Context: an optimization exercise on an open-source flow, tuned for small area and a short achievable clock period. The choices shown serve that exercise and are no tape-out recipe. Where RTL was checked, it was by simulation tests only, not by an equivalence proof against the original. Some runs may be left out. An edit can pass the tests and still lose a function that they never use. The RTL of run 2 was laid out without a check of its function.

[design.v]
`timescale 1ns / 1ps
module AHB_Mul(  
    input HCLK,
    input HRESETn,
    input [31:0]M_AHB_0_haddr,
    input [2:0]M_AHB_0_hburst,
    input M_AHB_0_hmastlock,
    input [3:0]M_AHB_0_hprot,
    output reg [31:0]M_AHB_0_hrdata,
    output M_AHB_0_hready,
    output M_AHB_0_hresp,
    input [2:0]M_AHB_0_hsize,
    input [1:0]M_AHB_0_htrans,
    input [31:0]M_AHB_0_hwdata,
    input M_AHB_0_hwrite,
    output[3:0] led 
    );
    assign M_AHB_0_hready = 1'b1;
    assign M_AHB_0_hresp = 1'b0;
    reg [31:0] mem_A;    
    reg [31:0] mem_B;    
    reg [31:0] mem_C;    
    reg [31:0] mem_D;    
    reg [31:0] mem_E;    
    reg [31:0] mem_F;    
    reg [31:0] mem_G;    
    reg [31:0] mem_H;    
    reg[31:0] mem_I;   
    reg [1:0]   w_ctrl;  
    reg [1:0]   r_ctrl;  
    reg [3:0]   w_addr;  
    reg [3:0]   r_addr;  
    assign led[3:0] = mem_A[3:0];  
    always@(posedge HCLK)
    begin 
        if(!HRESETn)
        begin
            w_ctrl <= 2'b00;
            w_addr <= 4'h0;
        end
        else if(M_AHB_0_hwrite == 1'b1) 
        begin
        case(M_AHB_0_htrans)
            2'b00 :  
            begin
                w_ctrl <= 2'b00;
            end
            2'b01 :  
            begin
                w_ctrl <= 2'b01;
            end
            2'b10 :  
            begin
                w_ctrl <= 2'b10;
                w_addr <= M_AHB_0_haddr[5:2];
            end
            2'b11 :  
            begin
                w_ctrl <= 2'b11;
                w_addr <= M_AHB_0_haddr[5:2];
            end
        endcase
        end
        else
        begin
            w_ctrl <= 2'b00;  
        end
   end
    always@(posedge HCLK)  
    begin
    if(!HRESETn)
    begin
        mem_A <= 32'h0;
        mem_B <= 32'h0;
        mem_C <= 32'h0;
        mem_D <= 32'h0;
        mem_E <= 32'h0;
        mem_F <= 32'h0;
        mem_G <= 32'h0;
        mem_H <= 32'h0;
    end
    else
    case(w_ctrl)
        2'b00:  
        begin        
        end
        2'b01:  
        begin
        end
        2'b10:  
        begin
        case(w_addr)
            4'h0 : mem_A <= M_AHB_0_hwdata;
            4'h1 : mem_B <= M_AHB_0_hwdata;
            4'h2 : mem_C <= M_AHB_0_hwdata;
            4'h3 : mem_D <= M_AHB_0_hwdata;
            4'h4 : mem_E <= M_AHB_0_hwdata;
            4'h5 : mem_F <= M_AHB_0_hwdata;
            4'h6 : mem_G <= M_AHB_0_hwdata;
            4'h7 : mem_H <= M_AHB_0_hwdata;
        endcase
        end
        2'b11:  
        begin
        case(w_addr)
            4'h0 : mem_A <= M_AHB_0_hwdata;
            4'h1 : mem_B <= M_AHB_0_hwdata;
            4'h2 : mem_C <= M_AHB_0_hwdata;
            4'h3 : mem_D <= M_AHB_0_hwdata;
            4'h4 : mem_E <= M_AHB_0_hwdata;
            4'h5 : mem_F <= M_AHB_0_hwdata;
            4'h6 : mem_G <= M_AHB_0_hwdata;
            4'h7 : mem_H <= M_AHB_0_hwdata;
        endcase
        end
    endcase
    end
    always@(posedge HCLK) begin
        if (!HRESETn) begin
            r_ctrl <= 2'b00;
            r_addr <= 4'h0;
        end
        else if (M_AHB_0_hwrite == 1'b0) begin  
            case(M_AHB_0_htrans)
                2'b00 : r_ctrl <= 2'b00; 
                2'b01 : r_ctrl <= 2'b01; 
                2'b10 : 
                    begin
                        r_ctrl <= 2'b10; 
                        r_addr <= M_AHB_0_haddr[5:2];
                    end
                2'b11 :
                    begin
                        r_ctrl <= 2'b11; 
                        r_addr <= M_AHB_0_haddr[5:2];
                    end
            endcase
        end
        else begin
            r_ctrl <= 2'b00;  
        end
    end
    always@(*) begin
        case(r_addr)
            4'h0 : M_AHB_0_hrdata = mem_A;
            4'h1 : M_AHB_0_hrdata = mem_B;
            4'h2 : M_AHB_0_hrdata = mem_C;
            4'h3 : M_AHB_0_hrdata = mem_D;
            4'h4 : M_AHB_0_hrdata = mem_E;
            4'h5 : M_AHB_0_hrdata = mem_F;
            4'h6 : M_AHB_0_hrdata = mem_G;
            4'h7 : M_AHB_0_hrdata = mem_H;
            4'h8 : M_AHB_0_hrdata = mem_I;
            default : M_AHB_0_hrdata = 32'h0;
        endcase
    end
    always@(posedge HCLK) begin
        if (!HRESETn) begin
            mem_I <= 32'h1;
        end
        else
        case(w_ctrl) 
        2'b00 : begin end  
        2'b01 : begin end  
        2'b10 , 2'b11 : begin  
            case(w_addr)
                4'h0 : mem_I <= mem_I * M_AHB_0_hwdata;
                4'h1 : mem_I <= mem_I * M_AHB_0_hwdata;
                4'h2 : mem_I <= mem_I * M_AHB_0_hwdata;
                4'h3 : mem_I <= mem_I * M_AHB_0_hwdata;
                4'h4 : mem_I <= mem_I * M_AHB_0_hwdata;
                4'h5 : mem_I <= mem_I * M_AHB_0_hwdata;
                4'h6 : mem_I <= mem_I * M_AHB_0_hwdata;
                4'h7 : mem_I <= mem_I * M_AHB_0_hwdata;
                4'h8 : mem_I <= M_AHB_0_hwdata;
            endcase
        end
        endcase
    end
endmodule
[run.sh]
#!/bin/bash
# synth_recipe.tcl (not shown) runs the flow's synth.tcl, then flattens the netlist and writes it again
# the make line also repeats each setting of config.mk as NAME=value (left out here)
make -C /OpenROAD-flow-scripts/flow DESIGN_CONFIG=/design/flow/config.mk WORK_HOME=/design/flow/orfs CLKGATE_MAP_FILE= SYNTH_SCRIPT=/design/flow/synth_recipe.tcl finish
[config.mk]
export PLATFORM = sky130hd
export DESIGN_NAME = AHB_Mul
export DESIGN_NICKNAME = AHB_Mul
export VERILOG_FILES = /design/flow/design.v
export SDC_FILE = /design/flow/constraint.sdc
export NUM_CORES = 4
export LEC_CHECK = 0
export CAP_MARGIN = 20
export CORE_MARGIN = 2
export CORE_UTILIZATION = 40
export PLACE_DENSITY = 0.6
export SLEW_MARGIN = 20
[constraint.sdc]
create_clock -name core_clock -period 10.0 [get_ports {HCLK}]
set_input_delay 2.0000 -clock core_clock [delete_from_list [all_inputs] [get_ports {HCLK}]]
set_output_delay 2.0000 -clock core_clock [all_outputs]
set_load 0.01 [all_outputs]
==> summary.txt, run 1 <==
Status
  • Status: finished clean

Synthesis
  • Asr flop ratio synth: 0%
  • EDFF count, synth: 0
  • Xor and xnor area share after synthesis: roughly 2.6%
  • Yosys reg bits: 297
  • Top post-synthesis cells by count: 810 x nand2_1, 408 x fa_1, 381 x inv_1
  • Mux share of post-synthesis cell area: 0.782%
  • Syn Nets: 4000
  • Top post-synthesis cells by area: fa_1 29%, dfxtp_1 21%, nand2_1 11%
  • Main combinational cell family by area after synthesis: adder cells
  • Post-synthesis compound-gate area fraction: about an eighth
  • Mapped Area: around 0.028 mm^2

Clock tree
  • Root Buffer: clkbuf_16
  • Htree depth: 1
  • Clock sink total: around 300
  • # Post-CTS Setup Buffers: 0

Route
  • Final wirelength: between 90 and 100 mm
  • Drt pass-1 iters: 5
  • Post-route ant nets: 0
  • WL met2: about 41 mm
  • Vias per cell: 5.37
  • Metal3 WL: 5.81 mm
  • Initial DRC Count: 1938

Floorplanning
  • Die Ht: roughly 270 um
  • Placement Rows: 97
  • Die Wd: about 270 um

Setup path
  • Crit-path max FO: 12
  • Worst r2r src: mem_I[10]
  • CP Depth: 24
  • Most frequent CP cell: fa_1
  • Critical path launch point: M_AHB_0_hwdata[6]
  • Worst path bufs/invs: 5

Placed design
  • Place WS: approximately 0.24 ns
  • Dpl cells: roughly 4200

GRT
  • First-pass GRT wire length: between 100 and 150 mm
  • Antenna violations before repair: 5
  • GR peak layer: met2
  • Largest net degree at the start of global routing: around 140
  • GRT met1 Usage: a little over a third
  • GR Util met2: 40.4%
  • Gr ovfl total: 0

STA
  • Clk_skew: ~0.021 ns
  • Max Slew Vio Count: 0
  • Worst-Margin Slew: ~1.1 ns
  • Fin Hold WS: around 0.45 ns

Layout
  • Filler instances: roughly 7000
  • Layout cells sized above 1: 5.39%

Hold path
  • Hold Path Class: reg -> reg
[run 1: layout make-up]
type	count	area (um^2)	area share [%]
repair buffers	183	1610	5.21
clock buffers	45	868	2.80
multi-input cells	2440	19800	63.9
well taps	940	1180	3.80
inverters	381	1440	4.64
flip-flops and latches	297	5950	19.2
diodes	1	2.50	0.00808
clock inverters	10	135	0.436
[run 1: cell usage in the layout (no fill, tap or decap), types with 8 or more instances in the layout]
master,n
a21boi_0,15
a21o_1,14
a21oi_1,293
a221oi_1,36
a22o_1,15
a22oi_1,64
a311oi_1,15
and2_1,314
and3_1,21
buf_4,103
clkbuf_1,10
clkbuf_16,31
clkdlybuf4s50_1,73
dfxtp_1,296
fa_1,408
ha_1,123
inv_1,380
mux2i_1,22
nand2_1,809
nand2b_1,10
nand3_1,32
nor2_1,36
nor3_2,8
o21ai_0,34
o22ai_1,16
xnor2_1,60
xor2_1,18
Fig. 1: run 1, signal wires on met4
The bar under the picture is 100 um long. Cells faint in the background.
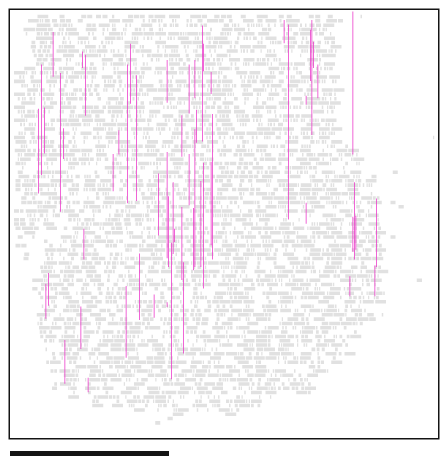
nets with wire on the layer: 43
main direction: vertical

Fig. 2: run 1, a small window of the routed layout
Window x 120 to 150, y 120 to 150 um. Cells in grey, sequential cells in the stronger grey; small squares are vias.
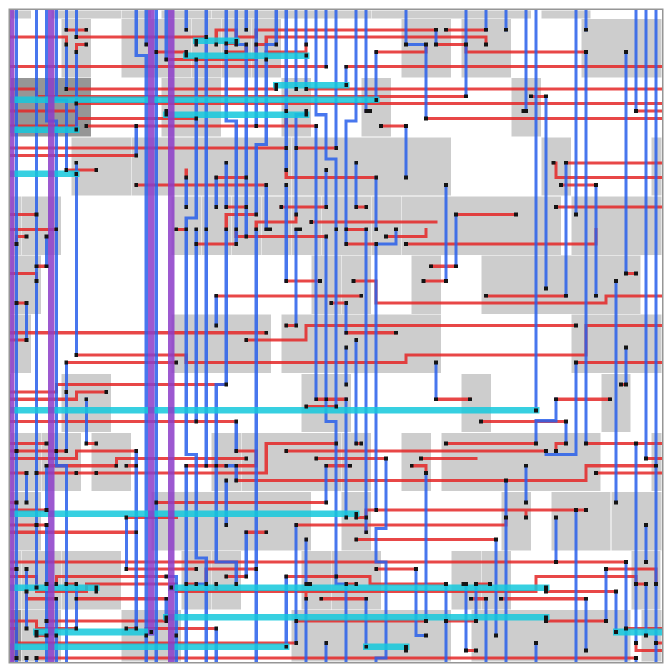
| colour | layer |
|---|---|
| cyan | metal 3 |
| red | metal 1 |
| blue | metal 2 |
| purple | metal 4 |
most frequent: nand2_1 (16), inv_1 (15), fa_1 (12)
sequential cells in the window: 1
cells with their middle in the window: 66
netlist names of flops here include: mem_I (1)

Fig. 3: run 1, routed metal, one colour a layer
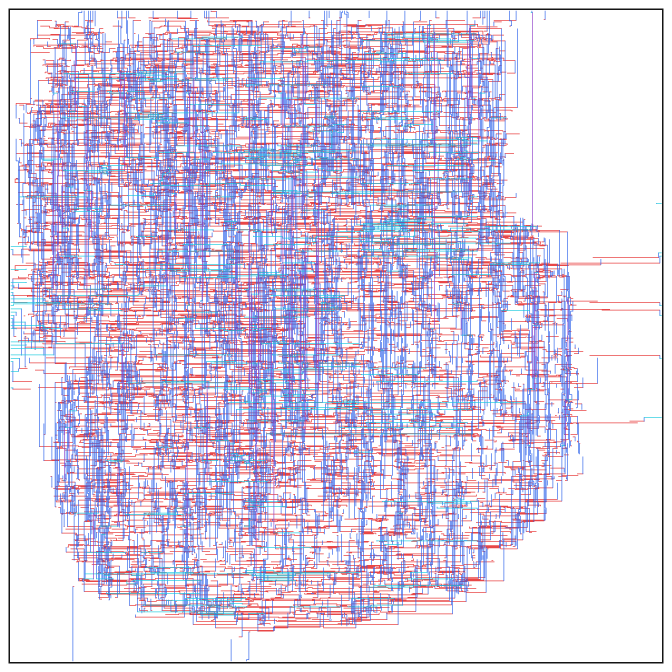
| colour | layer | wire length |
|---|---|---|
| red | metal 1 | 40.5 mm |
| purple | metal 4 | 2410 um |
| cyan | metal 3 | 5810 um |
| blue | metal 2 | 41.4 mm |

Fig. 4: run 1, critical path on the layout
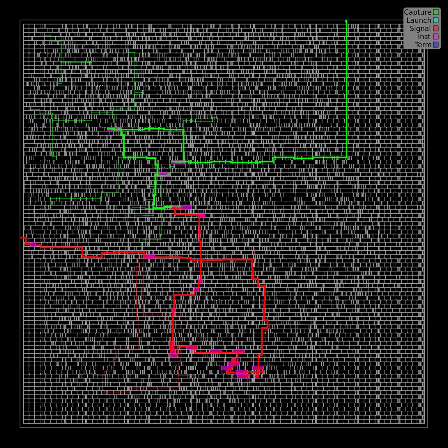
Final Critical Period: 9.21 ns
Final Non-Filler Cells: 4297
post-route setup TNS: 0 ns
slack of the critical path: 0.793 ns

--- run 2: outline of the changes from run 1 ---
design.v: 180 -> 831 lines; modules unchanged: 0
  AHB_Mul: edited, 179 -> 76 lines
  AHB_Mul_booth: new, 754 lines
==> module AHB_Mul as of run 2 <==
module AHB_Mul(
    input HCLK,
    input HRESETn,
    input [31:0]M_AHB_0_haddr,
    input [2:0]M_AHB_0_hburst,
    input M_AHB_0_hmastlock,
    input [3:0]M_AHB_0_hprot,
    output reg [31:0]M_AHB_0_hrdata,
    output M_AHB_0_hready,
    output M_AHB_0_hresp,
    input [2:0]M_AHB_0_hsize,
    input [1:0]M_AHB_0_htrans,
    input [31:0]M_AHB_0_hwdata,
    input M_AHB_0_hwrite,
    output[3:0] led
    );
    assign M_AHB_0_hready = 1'b1;
    assign M_AHB_0_hresp = 1'b0;
    reg [31:0] mem_A, mem_B, mem_C, mem_D, mem_E, mem_F, mem_G, mem_H;
    reg [31:0] p_s, p_c;      
    reg        w_act;         
    reg [3:0]  addr_q;        
    assign led[3:0] = mem_A[3:0];
    always @(posedge HCLK) begin
        w_act  <= HRESETn & M_AHB_0_htrans[1] & M_AHB_0_hwrite;
        addr_q <= M_AHB_0_haddr[5:2];
    end
    wire [31:0] wd = M_AHB_0_hwdata;
    wire mul_we = w_act & ~addr_q[3];
    wire p_we   = w_act & (addr_q == 4'h8);
    wire [31:0] wdr = wd & {32{HRESETn}};
    wire [7:0] ld;
    genvar i;
    generate for (i = 0; i < 8; i = i + 1) begin : g_ld
        assign ld[i] = ~HRESETn | (w_act & (addr_q == i));
    end endgenerate
    always @(posedge HCLK) begin
        if (ld[0]) mem_A <= wdr;
        if (ld[1]) mem_B <= wdr;
        if (ld[2]) mem_C <= wdr;
        if (ld[3]) mem_D <= wdr;
        if (ld[4]) mem_E <= wdr;
        if (ld[5]) mem_F <= wdr;
        if (ld[6]) mem_G <= wdr;
        if (ld[7]) mem_H <= wdr;
    end
    wire [31:0] p = p_s + p_c;
    wire [31:0] ms, mc;
    AHB_Mul_booth u_mul (.p(p), .d(wd), .ms(ms), .mc(mc));
    always @(posedge HCLK) begin
        if (!HRESETn) begin
            p_s <= 32'h1;
            p_c <= 32'h0;
        end else if (p_we) begin
            p_s <= wd;
            p_c <= 32'h0;
        end else if (mul_we) begin
            p_s <= ms;
            p_c <= mc;
        end
    end
    always @(*) begin
        case (addr_q)
            4'h0 : M_AHB_0_hrdata = mem_A;
            4'h1 : M_AHB_0_hrdata = mem_B;
            4'h2 : M_AHB_0_hrdata = mem_C;
            4'h3 : M_AHB_0_hrdata = mem_D;
            4'h4 : M_AHB_0_hrdata = mem_E;
            4'h5 : M_AHB_0_hrdata = mem_F;
            4'h6 : M_AHB_0_hrdata = mem_G;
            4'h7 : M_AHB_0_hrdata = mem_H;
            4'h8 : M_AHB_0_hrdata = p;
            default : M_AHB_0_hrdata = 32'h0;
        endcase
    end
endmodule
--- a/config.mk
+++ b/config.mk
@@ -6,4 +6,5 @@
 export NUM_CORES = 4
 export LEC_CHECK = 0
+export ABC_AREA = 1
 export CAP_MARGIN = 20
 export CORE_MARGIN = 2
==> run 2 against run 1 <==
Still clean. First-iteration DRC count up 33%. Global-route usage grew 4.4 points. Sequential share of layout area rose by 13 points. Synthesized area decreased by 11%.
==> summary.txt, run 2 <==
Clock tree
  • Root Buffer: clkbuf_16
  • Clock sink total: 324 (+9.1%)
  • # Post-CTS Setup Buffers: 0 (unchanged)

Placed design
  • Place WS: 2.44 ns (+2.20 ns)
  • Dpl cells: 3611 (-15%)

Synthesis
  • Top post-synthesis cells by area: edfxtp_1 31%, fa_1 15%, nand2_1 9.2%
  • Mux share of post-synthesis cell area: 0% (-0.78 points)
  • Asr flop ratio synth: 0% (unchanged)
  • Top post-synthesis cells by count: 616 x nand2_1, 373 x inv_1, 261 x xor2_1

GRT
  • Largest net degree at the start of global routing: 54 (-62%)
  • GR peak layer: met2

Layout
  • Layout cells sized above 1: 5.74% (+0.35 points)
  • Leading cell type in the layout, fill and taps excluded: nand2_1

Route
  • Vias per cell: 5.95 (+11%)
  • Initial DRC Count: 2569 (+33%)

Setup path
  • Worst r2r src: p_s[9]
  • Crit-path max FO: 18 (+6)

Hold path
  • Hold Path Class: reg -> reg

Status
  • Status: finished clean
==> run 2: cell count changes after synthesis, moves of 114 or more <==
cell      change
and2_1      -312
edfxtp_1    +256
xor2_1      +243
dfxtp_1     -229
o22ai_1     +224
fa_1        -214
a21oi_1     -200
nand2_1     -194
clkbuf_1    -114
==> run 2: worst max path at each step <==
stage	start	endpoint	depth (start not counted)
2_1_floorplan	M_AHB_0_hwdata[3]	p_c[31]	29
3_3_place_gp	M_AHB_0_hwdata[6]	p_c[31]	28
3_5_place_dp	M_AHB_0_hwdata[11]	p_c[31]	27
4_1_cts	p_s[9]	p_c[31]	36
5_1_grt	p_s[7]	p_c[31]	43
6_report	p_s[9]	p_c[31]	36
==> run 2: area by class of cell <==
| cell class | count | area, um^2 |
|---|---|---|
| Clock buffer | 54 | 1020 |
| Tap cell | 837 | 1050 |
| Multi-Input combinational cell | 1928 | 14200 |
| Sequential cell | 324 | 9050 |
| Timing Repair Buffer | 132 | 1190 |
| Clock inverter | 12 | 154 |
| Inverter | 390 | 1470 |
| Fill cell | 5954 | 33800 |
| Antenna cell | 2 | 5.00 |
Fig. 5: run 2, critical path on the layout
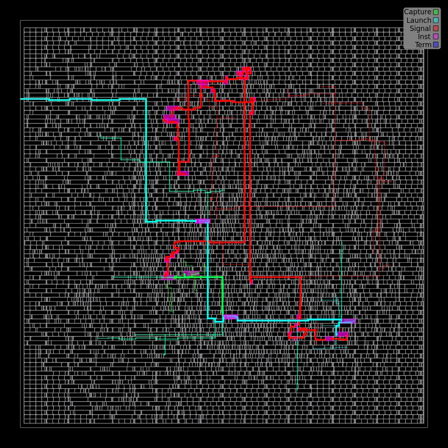
Final Non-Filler Cells: 3679
Final Critical Period: 7.54 ns
final core area utilization: 45.4%
slack of the critical path: 2.46 ns

Fig. 6: run 2, routed metal, one colour a layer
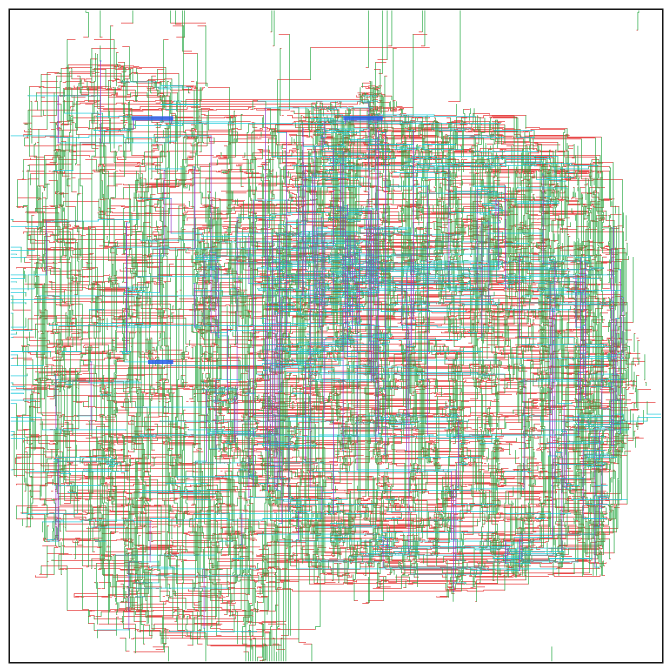
| colour | layer | wire length |
|---|---|---|
| green | metal 2 | 43.3 mm |
| cyan | metal 3 | 9590 um |
| red | metal 1 | 37.2 mm |
| blue | metal 5 | 36.8 um |
| purple | metal 4 | 5130 um |

Fig. 7: run 2, a small window of the routed layout
Window x 112 to 142, y 112 to 142 um. Cells in grey, sequential cells in the stronger grey; small squares are vias.
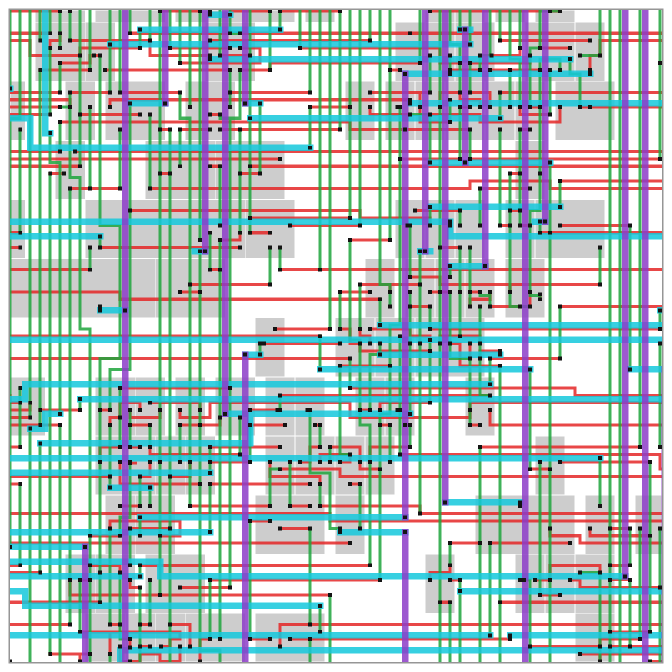
| colour | layer |
|---|---|
| purple | metal 4 |
| green | metal 2 |
| red | metal 1 |
| cyan | metal 3 |
sequential cells in the window: 0
cells with their middle in the window: 80
most frequent: nand2_1 (37), nand3_1 (14), inv_1 (9)

Fig. 8: run 2, signal wires on met3
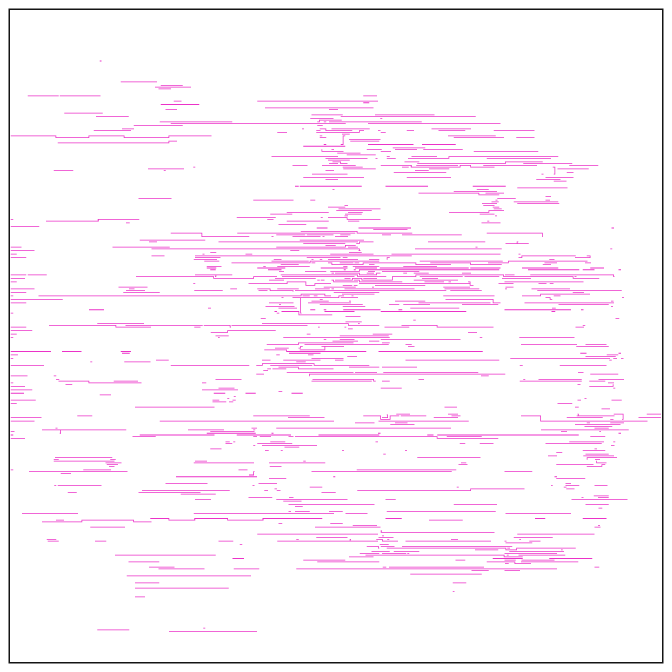
main direction: horizontal
wire length on this layer: 9590 um

separate check: timing with driven ports:
The flow's constraints put no driver on any port. The routed layouts listed below were extracted and timed again, unchanged, in two steps. Step 1 sets driving cells, clkbuf_16 on the clock port and buf_2 on the other inputs (assumed; they add their load-dependent delay and slew). Step 2, shift: input delay + t, output delay - t, t = (earliest + latest rising clock arrival at the registers) / 2. This alone moves slack from input paths to output paths. a / b / c = ideal ports / drivers / drivers and shift; a / b = the first two.
run	t (ns)	setup WS [ns]	worst setup path after step 2	cell pins on the clock port's net
run 1	0.637	0.793 / 0.826 / 0.189	input to register	1
run 2	0.616	2.457 / 2.457 / 2.251	input to register	1
After both steps every run listed still meets setup and hold. The setup slack of run 1, which loses most, moves by +0.033 ns with the drivers and by -0.604 ns with both steps.
